What follows belongs to an exercise in optimizing a design on an open flow for small area; a production flow would make more cautious choices. In this exercise RTL edits were held to simulation tests only and were not proved equivalent to the original.

Fig. 1: wires at chosen ports, followed through buffers
(2 px per um)
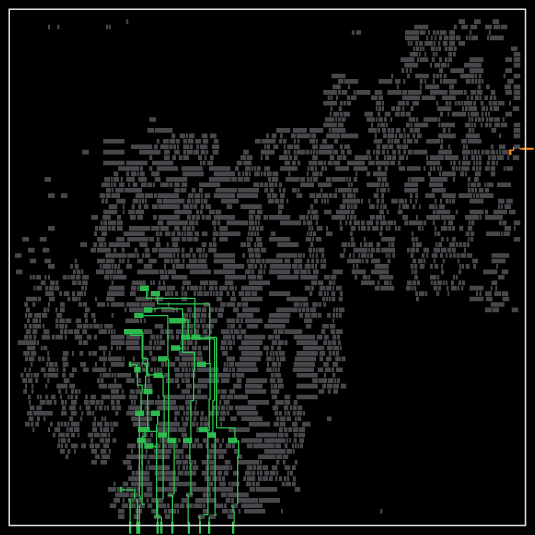
Fig. 2: cells by drive strength
(2 px per um)
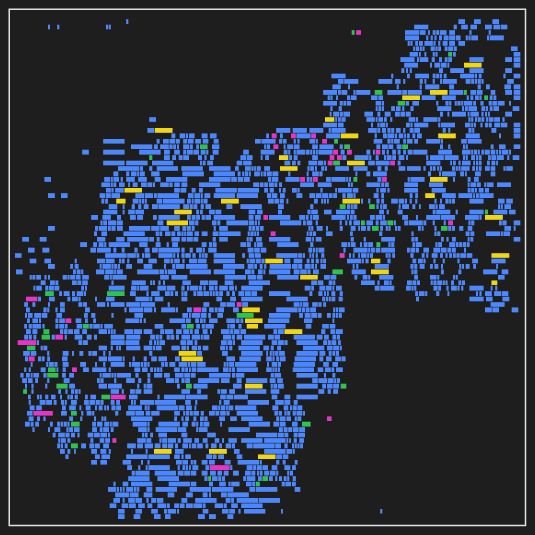
Fig. 3: signal wires on met2
(1.5 px per um) Cells faint in the background.
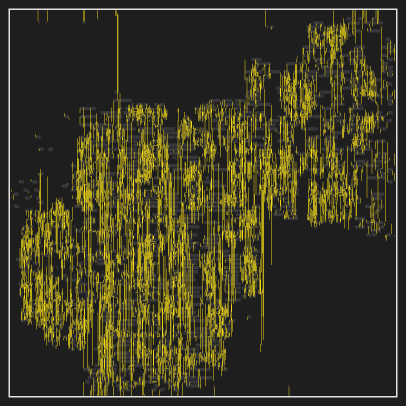
Fig. 4: met4 routing
(1.5 px per um) Cells faint in the background.
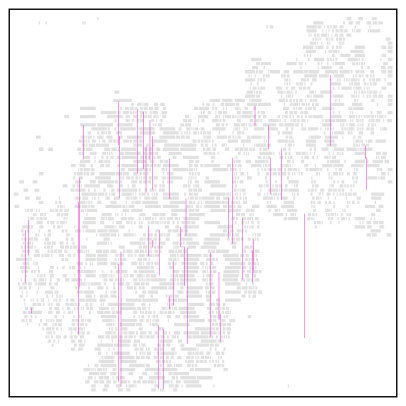
Fig. 5: supply voltage drop heat map
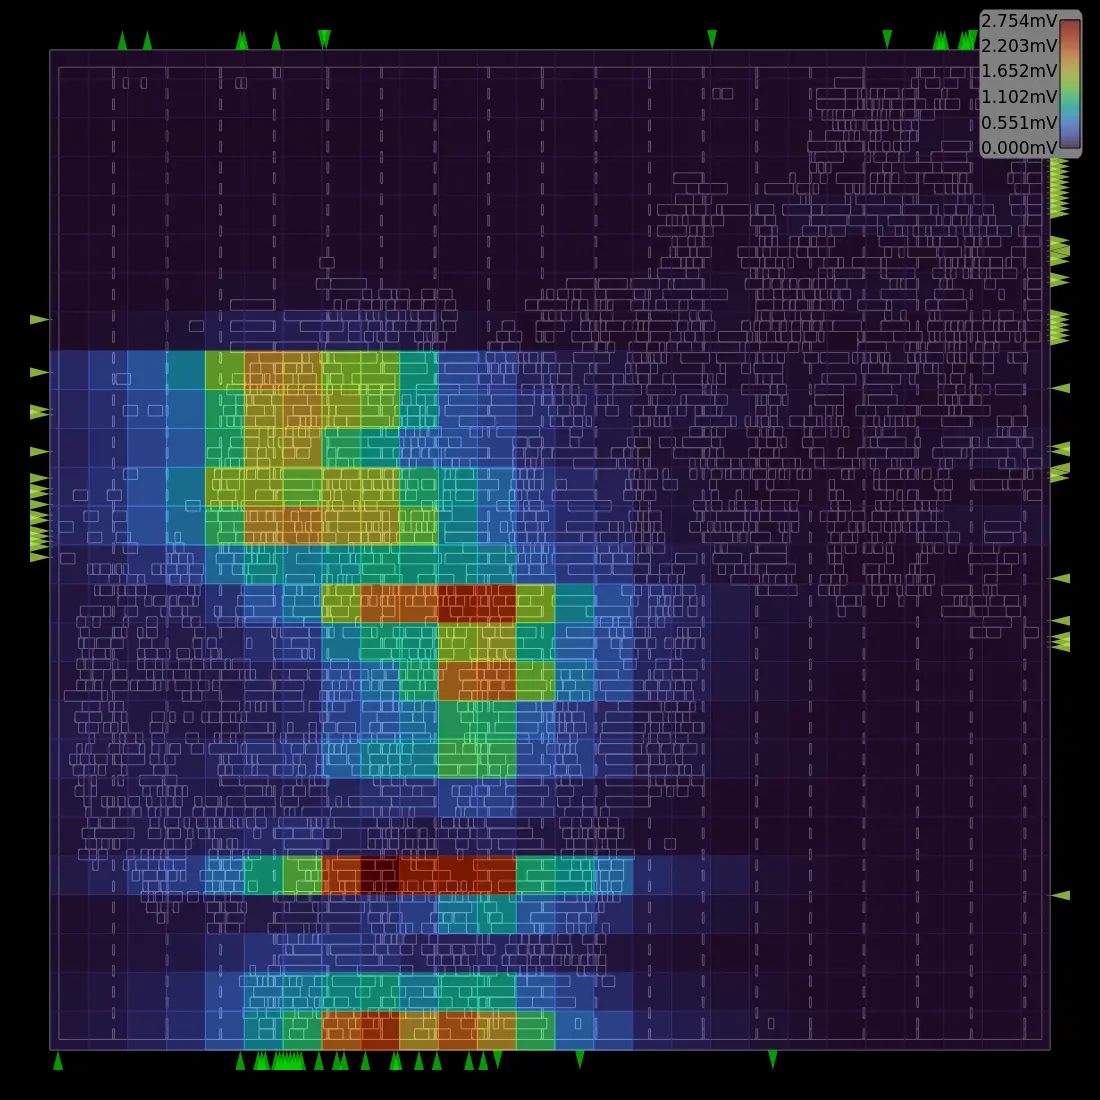
**design/flow/run.sh**
```bash
#!/bin/bash
# synth_recipe.tcl (not shown) runs the flow's synth.tcl, then flattens the netlist and writes it again
# the make line also repeats each setting of config.mk as NAME=value (left out here)
make -C /OpenROAD-flow-scripts/flow DESIGN_CONFIG=/design/flow/config.mk WORK_HOME=/design/flow/orfs CLKGATE_MAP_FILE= SYNTH_SCRIPT=/design/flow/synth_recipe.tcl finish
```
**design/flow/config.mk**
```make
export PLATFORM = sky130hd
export DESIGN_NAME = symmetrical_foursteps
export DESIGN_NICKNAME = symmetrical_foursteps
export VERILOG_FILES = /design/flow/design.v
export SDC_FILE = /design/flow/constraint.sdc
export NUM_CORES = 8
export LEC_CHECK = 0
export CAP_MARGIN = 20
export CORE_MARGIN = 2
export CORE_UTILIZATION = 30
export SLEW_MARGIN = 20
```
**design/flow/constraint.sdc**
```tcl
create_clock -name core_clock -period 25.0 [get_ports {clk}]
set_input_delay 5.0000 -clock core_clock [delete_from_list [all_inputs] [get_ports {clk}]]
set_output_delay 5.0000 -clock core_clock [all_outputs]
set_load 0.01 [all_outputs]
```
**design/flow/design.v**
```verilog
module symmetrical_foursteps(
    input clk,  
    input rst,
    input ce,
    input [9:0] d1,
    input [9:0] d2,
    input [9:0] d3,
    input [9:0] d4,
    input [7:0] input_set,
    input [2:0] dir,
    input clamp_signal,
    output s1,
    output s2,
    output s3,
    output s4,
    output s5,
    output s6,
    output s7,
    output s8,
    output s9,
    output s10,
    output s11,
    output s12,
    output s13,
    output s14,
    output s15,
    output s16,
    output s17,
    output s18,
    output [7:0] r,
    output [7:0] g,
    output [7:0] b,
    output interrupt,
    output ninterrupt
    );
wire [7:0] v;  
wire [17:0] s;
wire [17:0] v_decoded;
reg state;
reg [7:0] contador;
reg fastclock; 
always @(posedge clk) 
begin
    if (rst) begin
        contador <= 8'd0;
        fastclock <= 1'b0;
    end
    else if(contador == 8'd99) begin  
        contador <= 8'd0;
        fastclock <= ~fastclock;
    end
    else
        contador <= contador + 1'b1;
end
wire fast_en = (contador == 8'd99) & ~fastclock;
assign ninterrupt = ~interrupt;
symmetrical test_symmetrical(
.clk(clk),
.rst(rst),
.en(fast_en),
.ce(ce),
.d1(d1),
.d2(d2),
.d3(d3),
.d4(d4),
.input_set(input_set),
.v(v),
.interrupt(interrupt));
decoder dec1 (.clk(clk),
.rst(rst),
.en(fast_en),
.in(v),
.out(v_decoded));
four_step fsa( .clk(clk),
.rst(rst),
.en(fast_en),
.vnew(v_decoded[5:0]),
.dir(dir[0]),
.vout(s[5:0]));
four_step fsb ( .clk(clk),
.rst(rst),
.en(fast_en),
.vnew(v_decoded[11:6]),
.dir(dir[1]),
.vout(s[11:6]));
four_step fsc( .clk(clk),
.rst(rst),
.en(fast_en),
.vnew(v_decoded[17:12]),
.dir(dir[2]),
.vout(s[17:12]));
assign s1 = state ? 0:s[0];
assign s2 = state ? 0:s[1];
assign s3 = state ? 0:s[2];
assign s4 = state ? 0:s[3];
assign s5 = state ? 0:s[4];
assign s6 = state ? 0:s[5];
assign s7 = state ? 0:s[6];
assign s8 = state ? 0:s[7];
assign s9 = state ? 0:s[8];
assign s10 = state ? 0:s[9];
assign s11 = state ? 0:s[10];
assign s12 = state ? 0:s[11];
assign s13 = state ? 0:s[12];
assign s14 = state ? 0:s[13];
assign s15 = state ? 0:s[14];
assign s16 = state ? 0:s[15];
assign s17 = state ? 0:s[16];
assign s18 = state ? 0:s[17];
assign r = state ? 255:0;
assign g = state ? 0:255;
assign b = state ? 0:0;
always @(posedge clk) begin
      if (rst) state <= 1'b0;
      else if(state == 0) state <= clamp_signal;
end
endmodule
module symmetrical(
input clk,
input rst,
input en,
input ce,
input [9:0] d1,
input [9:0] d2,
input [9:0] d3,
input [9:0] d4,
input [7:0] input_set,
output reg [7:0] v,
output reg interrupt
    );
reg [9:0] counter;
reg [9:0] t0, t1, t2, t3, t4, t5, t6, t7, t8, t9, t10, t11, t12;
always @(posedge clk)begin
    if (rst)
        counter <= 0;
    else if (en) begin
    counter <= counter + 1'b1;
    if(counter==500)
        counter <= 0;
    end
    end
reg [7:0] set;   
reg [7:0] v1; 
reg [7:0] v2;
reg [7:0] v3;
reg [7:0] v4;
reg [7:0] v5;
reg [7:0] v6;
reg [7:0] v7;
always @(posedge clk)
     if (rst) v1 <= 8'h00;
     else if (en)
     case (set)
        8'h01: v1 <= 8'h15;
        8'h02: v1 <= 8'h14;
        8'h03: v1 <= 8'h13;
        8'h04: v1 <= 8'h15;
        8'h05: v1 <= 8'h14;
        8'h06: v1 <= 8'h13;
        8'h07: v1 <= 8'h15;
        8'h08: v1 <= 8'h14;
        8'h09: v1 <= 8'h13;
        8'h0a: v1 <= 8'h15;
        8'h0b: v1 <= 8'h14;
        8'h0c: v1 <= 8'h13;
        8'h0d: v1 <= 8'h15;
        8'h0e: v1 <= 8'h14;
        8'h0f: v1 <= 8'h13;
        8'h10: v1 <= 8'h15;
        8'h11: v1 <= 8'h14;
        8'h12: v1 <= 8'h13;
        default: ;
     endcase
always @(posedge clk)
         if (rst) v2 <= 8'h00;
         else if (en)
         case (set)
            8'h01: v2 <= 8'h06;
            8'h02: v2 <= 8'h10;
            8'h03: v2 <= 8'h02;
            8'h04: v2 <= 8'h0c;
            8'h05: v2 <= 8'h10;
            8'h06: v2 <= 8'h08;
            8'h07: v2 <= 8'h0c;
            8'h08: v2 <= 8'h04;
            8'h09: v2 <= 8'h08;
            8'h0a: v2 <= 8'h12;
            8'h0b: v2 <= 8'h04;
            8'h0c: v2 <= 8'h0e;
            8'h0d: v2 <= 8'h12;
            8'h0e: v2 <= 8'h0a;
            8'h0f: v2 <= 8'h0e;
            8'h10: v2 <= 8'h06;
            8'h11: v2 <= 8'h0a;
            8'h12: v2 <= 8'h02;
            default: ;
         endcase
always @(posedge clk)
         if (rst) v3 <= 8'h00;
         else if (en)
         case (set)
            8'h01: v3 <= 8'h11;
            8'h02: v3 <= 8'h03;
            8'h03: v3 <= 8'h0d;
            8'h04: v3 <= 8'h11;
            8'h05: v3 <= 8'h09;
            8'h06: v3 <= 8'h0d;
            8'h07: v3 <= 8'h05;
            8'h08: v3 <= 8'h09;
            8'h09: v3 <= 8'h01;
            8'h0a: v3 <= 8'h05;
            8'h0b: v3 <= 8'h0f;
            8'h0c: v3 <= 8'h01;
            8'h0d: v3 <= 8'h0b;
            8'h0e: v3 <= 8'h0f;
            8'h0f: v3 <= 8'h07;
            8'h10: v3 <= 8'h0b;
            8'h11: v3 <= 8'h03;
            8'h12: v3 <= 8'h07;
            default: ;
         endcase
always @(posedge clk)
         if (rst) v4 <= 8'h00;
         else if (en)
         case (set)
            8'h01: v4 <= 8'h13;
            8'h02: v4 <= 8'h15;
            8'h03: v4 <= 8'h14;
            8'h04: v4 <= 8'h13;
            8'h05: v4 <= 8'h15;
            8'h06: v4 <= 8'h14;
            8'h07: v4 <= 8'h13;
            8'h08: v4 <= 8'h15;
            8'h09: v4 <= 8'h14;
            8'h0a: v4 <= 8'h13;
            8'h0b: v4 <= 8'h15;
            8'h0c: v4 <= 8'h14;
            8'h0d: v4 <= 8'h13;
            8'h0e: v4 <= 8'h15;
            8'h0f: v4 <= 8'h14;
            8'h10: v4 <= 8'h13;
            8'h11: v4 <= 8'h15;
            8'h12: v4 <= 8'h14;
            default: ;
         endcase
always @(posedge clk)
         if (rst) v5 <= 8'h00;
         else if (en)
         case (set)
            8'h01: v5 <= 8'h0e;
            8'h02: v5 <= 8'h06;
            8'h03: v5 <= 8'h10;
            8'h04: v5 <= 8'h0e;
            8'h05: v5 <= 8'h0c;
            8'h06: v5 <= 8'h10;
            8'h07: v5 <= 8'h02;
            8'h08: v5 <= 8'h0c;
            8'h09: v5 <= 8'h04;
            8'h0a: v5 <= 8'h02;
            8'h0b: v5 <= 8'h12;
            8'h0c: v5 <= 8'h04;
            8'h0d: v5 <= 8'h08;
            8'h0e: v5 <= 8'h12;
            8'h0f: v5 <= 8'h0a;
            8'h10: v5 <= 8'h08;
            8'h11: v5 <= 8'h06;
            8'h12: v5 <= 8'h0a;
            default: ;
         endcase
 always @(posedge clk)
         if (rst) v6 <= 8'h00;
         else if (en)
         case (set)
            8'h01: v6 <= 8'h01;
            8'h02: v6 <= 8'h11;
            8'h03: v6 <= 8'h03;
            8'h04: v6 <= 8'h07;
            8'h05: v6 <= 8'h11;
            8'h06: v6 <= 8'h09;
            8'h07: v6 <= 8'h07;
            8'h08: v6 <= 8'h05;
            8'h09: v6 <= 8'h09;
            8'h0a: v6 <= 8'h0d;
            8'h0b: v6 <= 8'h05;
            8'h0c: v6 <= 8'h0f;
            8'h0d: v6 <= 8'h0d;
            8'h0e: v6 <= 8'h0b;
            8'h0f: v6 <= 8'h0f;
            8'h10: v6 <= 8'h01;
            8'h11: v6 <= 8'h0b;
            8'h12: v6 <= 8'h03;
            default: ;
         endcase
 always @(posedge clk)
         if (rst) v7 <= 8'h00;
         else if (en)
         case (set)
            8'h01: v7 <= 8'h14;
            8'h02: v7 <= 8'h13;
            8'h03: v7 <= 8'h15;
            8'h04: v7 <= 8'h14;
            8'h05: v7 <= 8'h13;
            8'h06: v7 <= 8'h15;
            8'h07: v7 <= 8'h14;
            8'h08: v7 <= 8'h13;
            8'h09: v7 <= 8'h15;
            8'h0a: v7 <= 8'h14;
            8'h0b: v7 <= 8'h13;
            8'h0c: v7 <= 8'h15;
            8'h0d: v7 <= 8'h14;
            8'h0e: v7 <= 8'h13;
            8'h0f: v7 <= 8'h15;
            8'h10: v7 <= 8'h14;
            8'h11: v7 <= 8'h13;
            8'h12: v7 <= 8'h15;
            default: ;
         endcase
always @(posedge clk)
  if (rst) interrupt <= 1'b0;
  else if (en)
  case (counter)
     32'd0:
     begin
     interrupt <= 1'b1;
     end
     32'd499:
     begin
     interrupt <= 1'b0;
     end
     default:
     begin
     end
 endcase
always @(posedge clk)
  if (rst) begin
     set <= 8'h00;
     v <= 8'h00;
  end
  else if (en)
  case (counter)
     32'd0:
     begin
        t0 = (500 - (d1 + d2 + d3 + d4));
        t1 = t0/6;
        t2 = t1 + d1/2;
        t3 = t2 + d2/2;
        t4 = t3 + t0/6;
        t5 = t4 + d3/2;
        t6 = t5 + d4/2;
        t7 = t6 + t0/3;
        t8 = t7 + d4/2;
        t9 = t8 + d3/2;
        t10 = t9 + t0/6;
        t11 = t10 + d2/2;
        t12 = t11 + d1/2;
        set <= input_set;
     end
     t1 + 1:
     begin
        v <= v2;
        end
     t2 + 1:
     begin
        v <= v3;
     end
     t3 + 1:
     begin
         v <= v4;
     end
     t4 + 1:
     begin
         v <= v5;
     end
     t5 + 1:
     begin
         v <= v6;
     end
     t6 + 1:
     begin
         v <= v7;
     end
     t7 + 1:
     begin
         v <= v6;
     end     
     t8 + 1:
     begin
         v <= v5;
     end
     t9 + 1:
     begin
         v <= v4;
     end
     t10 + 1:
     begin
         v <= v3;
     end
     t11 + 1:
     begin
         v <= v2;
     end
     t12 + 1:
     begin
         v <= v1;
     end
     default:
        begin
        end
  endcase
  endmodule
module decoder(
    input clk,
    input rst,
    input en,
    input [7:0] in,
    output reg [17:0] out
    );
   always @(posedge clk)
        if (rst) out <= 18'b000000000000000000;
        else if (en)
        case (in)
             1  : out <= 18'b001100001100000011;  
             2  : out <= 18'b000011000011001100;  
             3  : out <= 18'b110000110000001100;  
             4  : out <= 18'b001100001100110000;  
             5  : out <= 18'b000011000011110000;  
             6  : out <= 18'b110000110000000011;  
             7  : out <= 18'b001100000011001100;  
             8  : out <= 18'b000011001100000011;  
             9  : out <= 18'b110000001100110000;  
            10  : out <= 18'b001100110000001100;  
            11  : out <= 18'b000011110000000011;  
            12  : out <= 18'b110000000011110000;  
            13  : out <= 18'b000011001100001100;  
            14  : out <= 18'b001100000011000011;  
            15  : out <= 18'b001100110000110000;  
            16  : out <= 18'b110000001100001100;  
            17  : out <= 18'b110000000011000011;  
            18  : out <= 18'b000011110000110000;  
            19  : out <= 18'b000011000011000011;  
            20  : out <= 18'b001100001100001100;  
            21  : out <= 18'b110000110000110000;  
            22  : out <= 18'b110000001100000011;  
            23  : out <= 18'b001100000011110000;
            24  : out <= 18'b000011110000001100;
            25  : out <= 18'b001100110000000011;
            26  : out <= 18'b110000000011001100;
            27  : out <= 18'b000011001100110000;
        default : out <= 18'b000000000000000000;
         endcase
endmodule
module four_step(
input clk,
input rst,
input en,
input [5:0] vnew,
input dir,
output reg [5:0] vout
);
reg [2:0] S;  
reg [2:0] Snew;  
reg [5:0] vold;  
always @(S or dir or vnew or vold)
    case(S)
    0:
    if( (vnew!=vold) & dir ) Snew = 1;
    else if ( (vnew!=vold) & ~dir) Snew = 4;
    else Snew = 0;
    1:
    Snew = 2;
    2:
    Snew = 3;
    3:
    Snew = 0;
    4:
    Snew = 5;
    5:
    Snew = 6;
    6:
    Snew = 0;
    7:
    Snew = 0;
endcase
always @(posedge clk)
    if (rst) vold <= 6'b000011;
    else if (en && (S==3 || S==6)) vold <= vnew;
always @(posedge clk)
   if (rst) S <= 3'b000;
   else if (en) S <= Snew;
always @(*)
    case (S)
    0: 
        vout = vold;
    1: 
        vout = vold & 6'b010101;
    2: 
        vout = (vold & 6'b010101) | (vnew & 6'b010101);
    3: 
        vout = vnew & 6'b010101;
    4:
        vout = vold & 6'b101010;
    5:
        vout = (vold & 6'b101010) | (vnew & 6'b101010);
    6:
        vout = vnew & 6'b101010;
    7:
        vout = vold;
    endcase
endmodule
```
==> flow_metrics.env <==
export IMPL_wire_per_inst_um=17.40
export IMPL_antenna_found_initial=0
export IMPL_synthMostInstantiatedCell="nor2_1"
export IMPL_final_hold_viol_count=0
export IMPL_synth_compound_area_share_pct=21.32
export IMPL_grt_busiest_layer="met2"
export IMPL_cts_sinks=213
export IMPL_gp_congestion=0.9019
export IMPL_grt_pass1_wl_um=87910
export IMPL_criticalPathCategory="in -> reg"
export IMPL_grt_max_degree=84
export IMPL_cap_violations=0
export IMPL_grt_met2_usage_pct=27.94
export IMPL_n_antenna_cell=0
export IMPL_critPathBufInv=9
export IMPL_synth_top_area_cell="edfxtp_1"
export IMPL_grt_pass1_vias=16180
export IMPL_die_h_um=257.4
export IMPL_areaGrowthSynthToFinish_pct=12.71
export IMPL_yosys_top_cells_area="edfxtp_1 18%, dfxtp_1 9.9%, ha_1 9.1%, xnor2_1 8.7%, a21oi_1 4.8%"
export IMPL_rr_startpoint="test_symmetrical.counter[2]"
export IMPL_final_antenna_net_count=0
export IMPL_cts_tree="built"
export IMPL_yosys_area_top_type_share_pct=18.39
export IMPL_synthAdderAreaFrac_pct=12.21
export IMPL_fin_crit_ns=22.05
export IMPL_netlist_area_sq_um=19260
export IMPL_dp_hpwl_um=42490
export IMPL_dr_pass1_iters=6
export IMPL_fmax_ghz=0.04536
export IMPL_critPathLaunch="d3[2]"
export IMPL_root_buffer="clkbuf_16"
export IMPL_grt_usage_pct=16.29
export IMPL_finalSetupTns_ns=0
export IMPL_cts_reportedPaths_clkPinSlew_ns=0.06
export IMPL_rrSetupSlack_ns=19.08
export IMPL_synth_simple_gate_area_share_pct=17.34
export IMPL_fillers=6498
export IMPL_yosysWarnings=4
export IMPL_worst_path_max_fanout=6
export IMPL_clk_insertion_delay_late_ns=0.55
export IMPL_die_w_um=257.4
export IMPL_num_nets_final=2530
export IMPL_ctsHoldBuffers=0
export IMPL_grt_overflow=0
export IMPL_slew_violations=0
export IMPL_status="complete, no violations"
export IMPL_cts_buffers_inserted=26
export IMPL_cpMostUsedCell="ha_1"
export IMPL_yosysSeqAreaShare_pct=28.27
export IMPL_vias_per_cell=5.348
Back to the opening pictures, Fig. 1:
orange -> s2  # bits 1, direction output, end cells 1, buffers 1, wire 5.80 um
green -> d2  # bits 10, direction input, end cells 29, buffers 10, wire 1,100 um
PortBufs: 89
I/O Pins: 99

Back to the opening pictures, Fig. 2:
magenta -> drive 3 to 4  # cells 33, share 1.4%
blue -> drive 1 or less  # cells 2,212, share 95%
yellow -> drive 6 and up  # cells 35, share 1.5%
green -> drive 2  # cells 44, share 1.9%
design area: 21,710 sq um
number of non-clock buffers: 111
final setup margin: 2.953 ns

Back to the opening pictures, Fig. 3:
longest straight run = 100 um
wire length on this layer = 26.1 mm
total routed wirelength: 55,160 um
vias after detailed routing: 16,950

Back to the opening pictures, Fig. 4:
wire length on this layer = 1,500 um
nets with wire on the layer = 29

Back to the opening pictures, Fig. 5:

-- stage by stage --
step	setup slack (ns)	hold slack, ns	area (sq um)	instances
floorplan	6.492	0.4174	19290	2291
global placement	2.712	0.4205	20850	3124
finish	2.953	0.4298	21710	3170
detailed placement	2.557	0.4259	20850	3124
global route	1.647	0.4570	21710	3170
CTS	2.996	0.4348	21710	3170
-- metal layers --
layer | vias up | share of wire, %
met3 | 96 | 4.9
met4 | 0 | 2.7
li1 | 8215 | -
met2 | 492 | 47
met5 | - | 0
met1 | 8150 | 45
-- state kept, by name, summed over array words and instances (netlist names), 8 cells and up, named ones only --
register / flops
contador: 8
dec1.out: 9
test_symmetrical.counter: 10
test_symmetrical.set: 8
test_symmetrical.t1: 8
test_symmetrical.t10: 10
test_symmetrical.t11: 10
test_symmetrical.t12: 10
test_symmetrical.t2: 10
test_symmetrical.t3: 10
test_symmetrical.t4: 10
test_symmetrical.t5: 10
test_symmetrical.t6: 10
test_symmetrical.t7: 10
test_symmetrical.t8: 10
test_symmetrical.t9: 10
-- final cells by class --
class	instances	area, sq um	share of cell area [%]
Clock buffer	35	734.5	3.383
Clock inverter	11	120.1	0.5532
Inverter	168	633.1	2.916
Multi-Input combinational cell	1786	12670	58.35
Sequential cell	213	5445	25.08
Tap cell	846	1059	4.875
Timing Repair Buffer	111	1051	4.841
-- logic make-up (layout without fill, tap and decap cells) --
family                   Yosys count  in the layout
multiplexers                      29             29
XOR/XNOR                         277            277
other                              1              8
buffers and inverters            292            325
adder cells (fa/ha/maj)          171            171
AO/OA/AOI/OAI                    615            615
flip-flops                       213            213
AND/OR/NAND/NOR                  686            686
-- worst paths after layout --
check,to,cells past startpoint
max reg2reg,flop,18
min reg2reg,dec1.out[1],2
max,test_symmetrical.t12[9],65
min,dec1.out[1],2
-- worst min-delay path, cell delays in order (launching register included) --
cell and delay, ns:
dfxtp_1 0.29, nand2_1 0.04, a21oi_1 0.05

## what the ideal ports hide
The results above use ideal ports. As a check the final layout listed here was re-extracted and re-timed, cells and wires unchanged.
Step 1 assumes that a clkbuf_16 drives the clock port and a buf_2 every other input.
Step 2 adds t to the input delays and takes it off the output delays; t is the mean of the earliest and latest rising clock arrival at the registers after step 1. Input paths then give back, and output paths get back, about the clock's delay inside the block.
Three values: ideal ports, drivers, drivers and shift; two values: the first two.
t, ns: 0.589
slack for setup (ns): 2.953 / 2.982 / 2.393
worst setup path at the end: input to register
worst register clock-pin slew, ns: 0.07 / 0.07
After both steps this run still meets setup and hold. For this run, drivers alone change the setup slack by +0.029 ns; drivers and shift together by -0.560 ns.
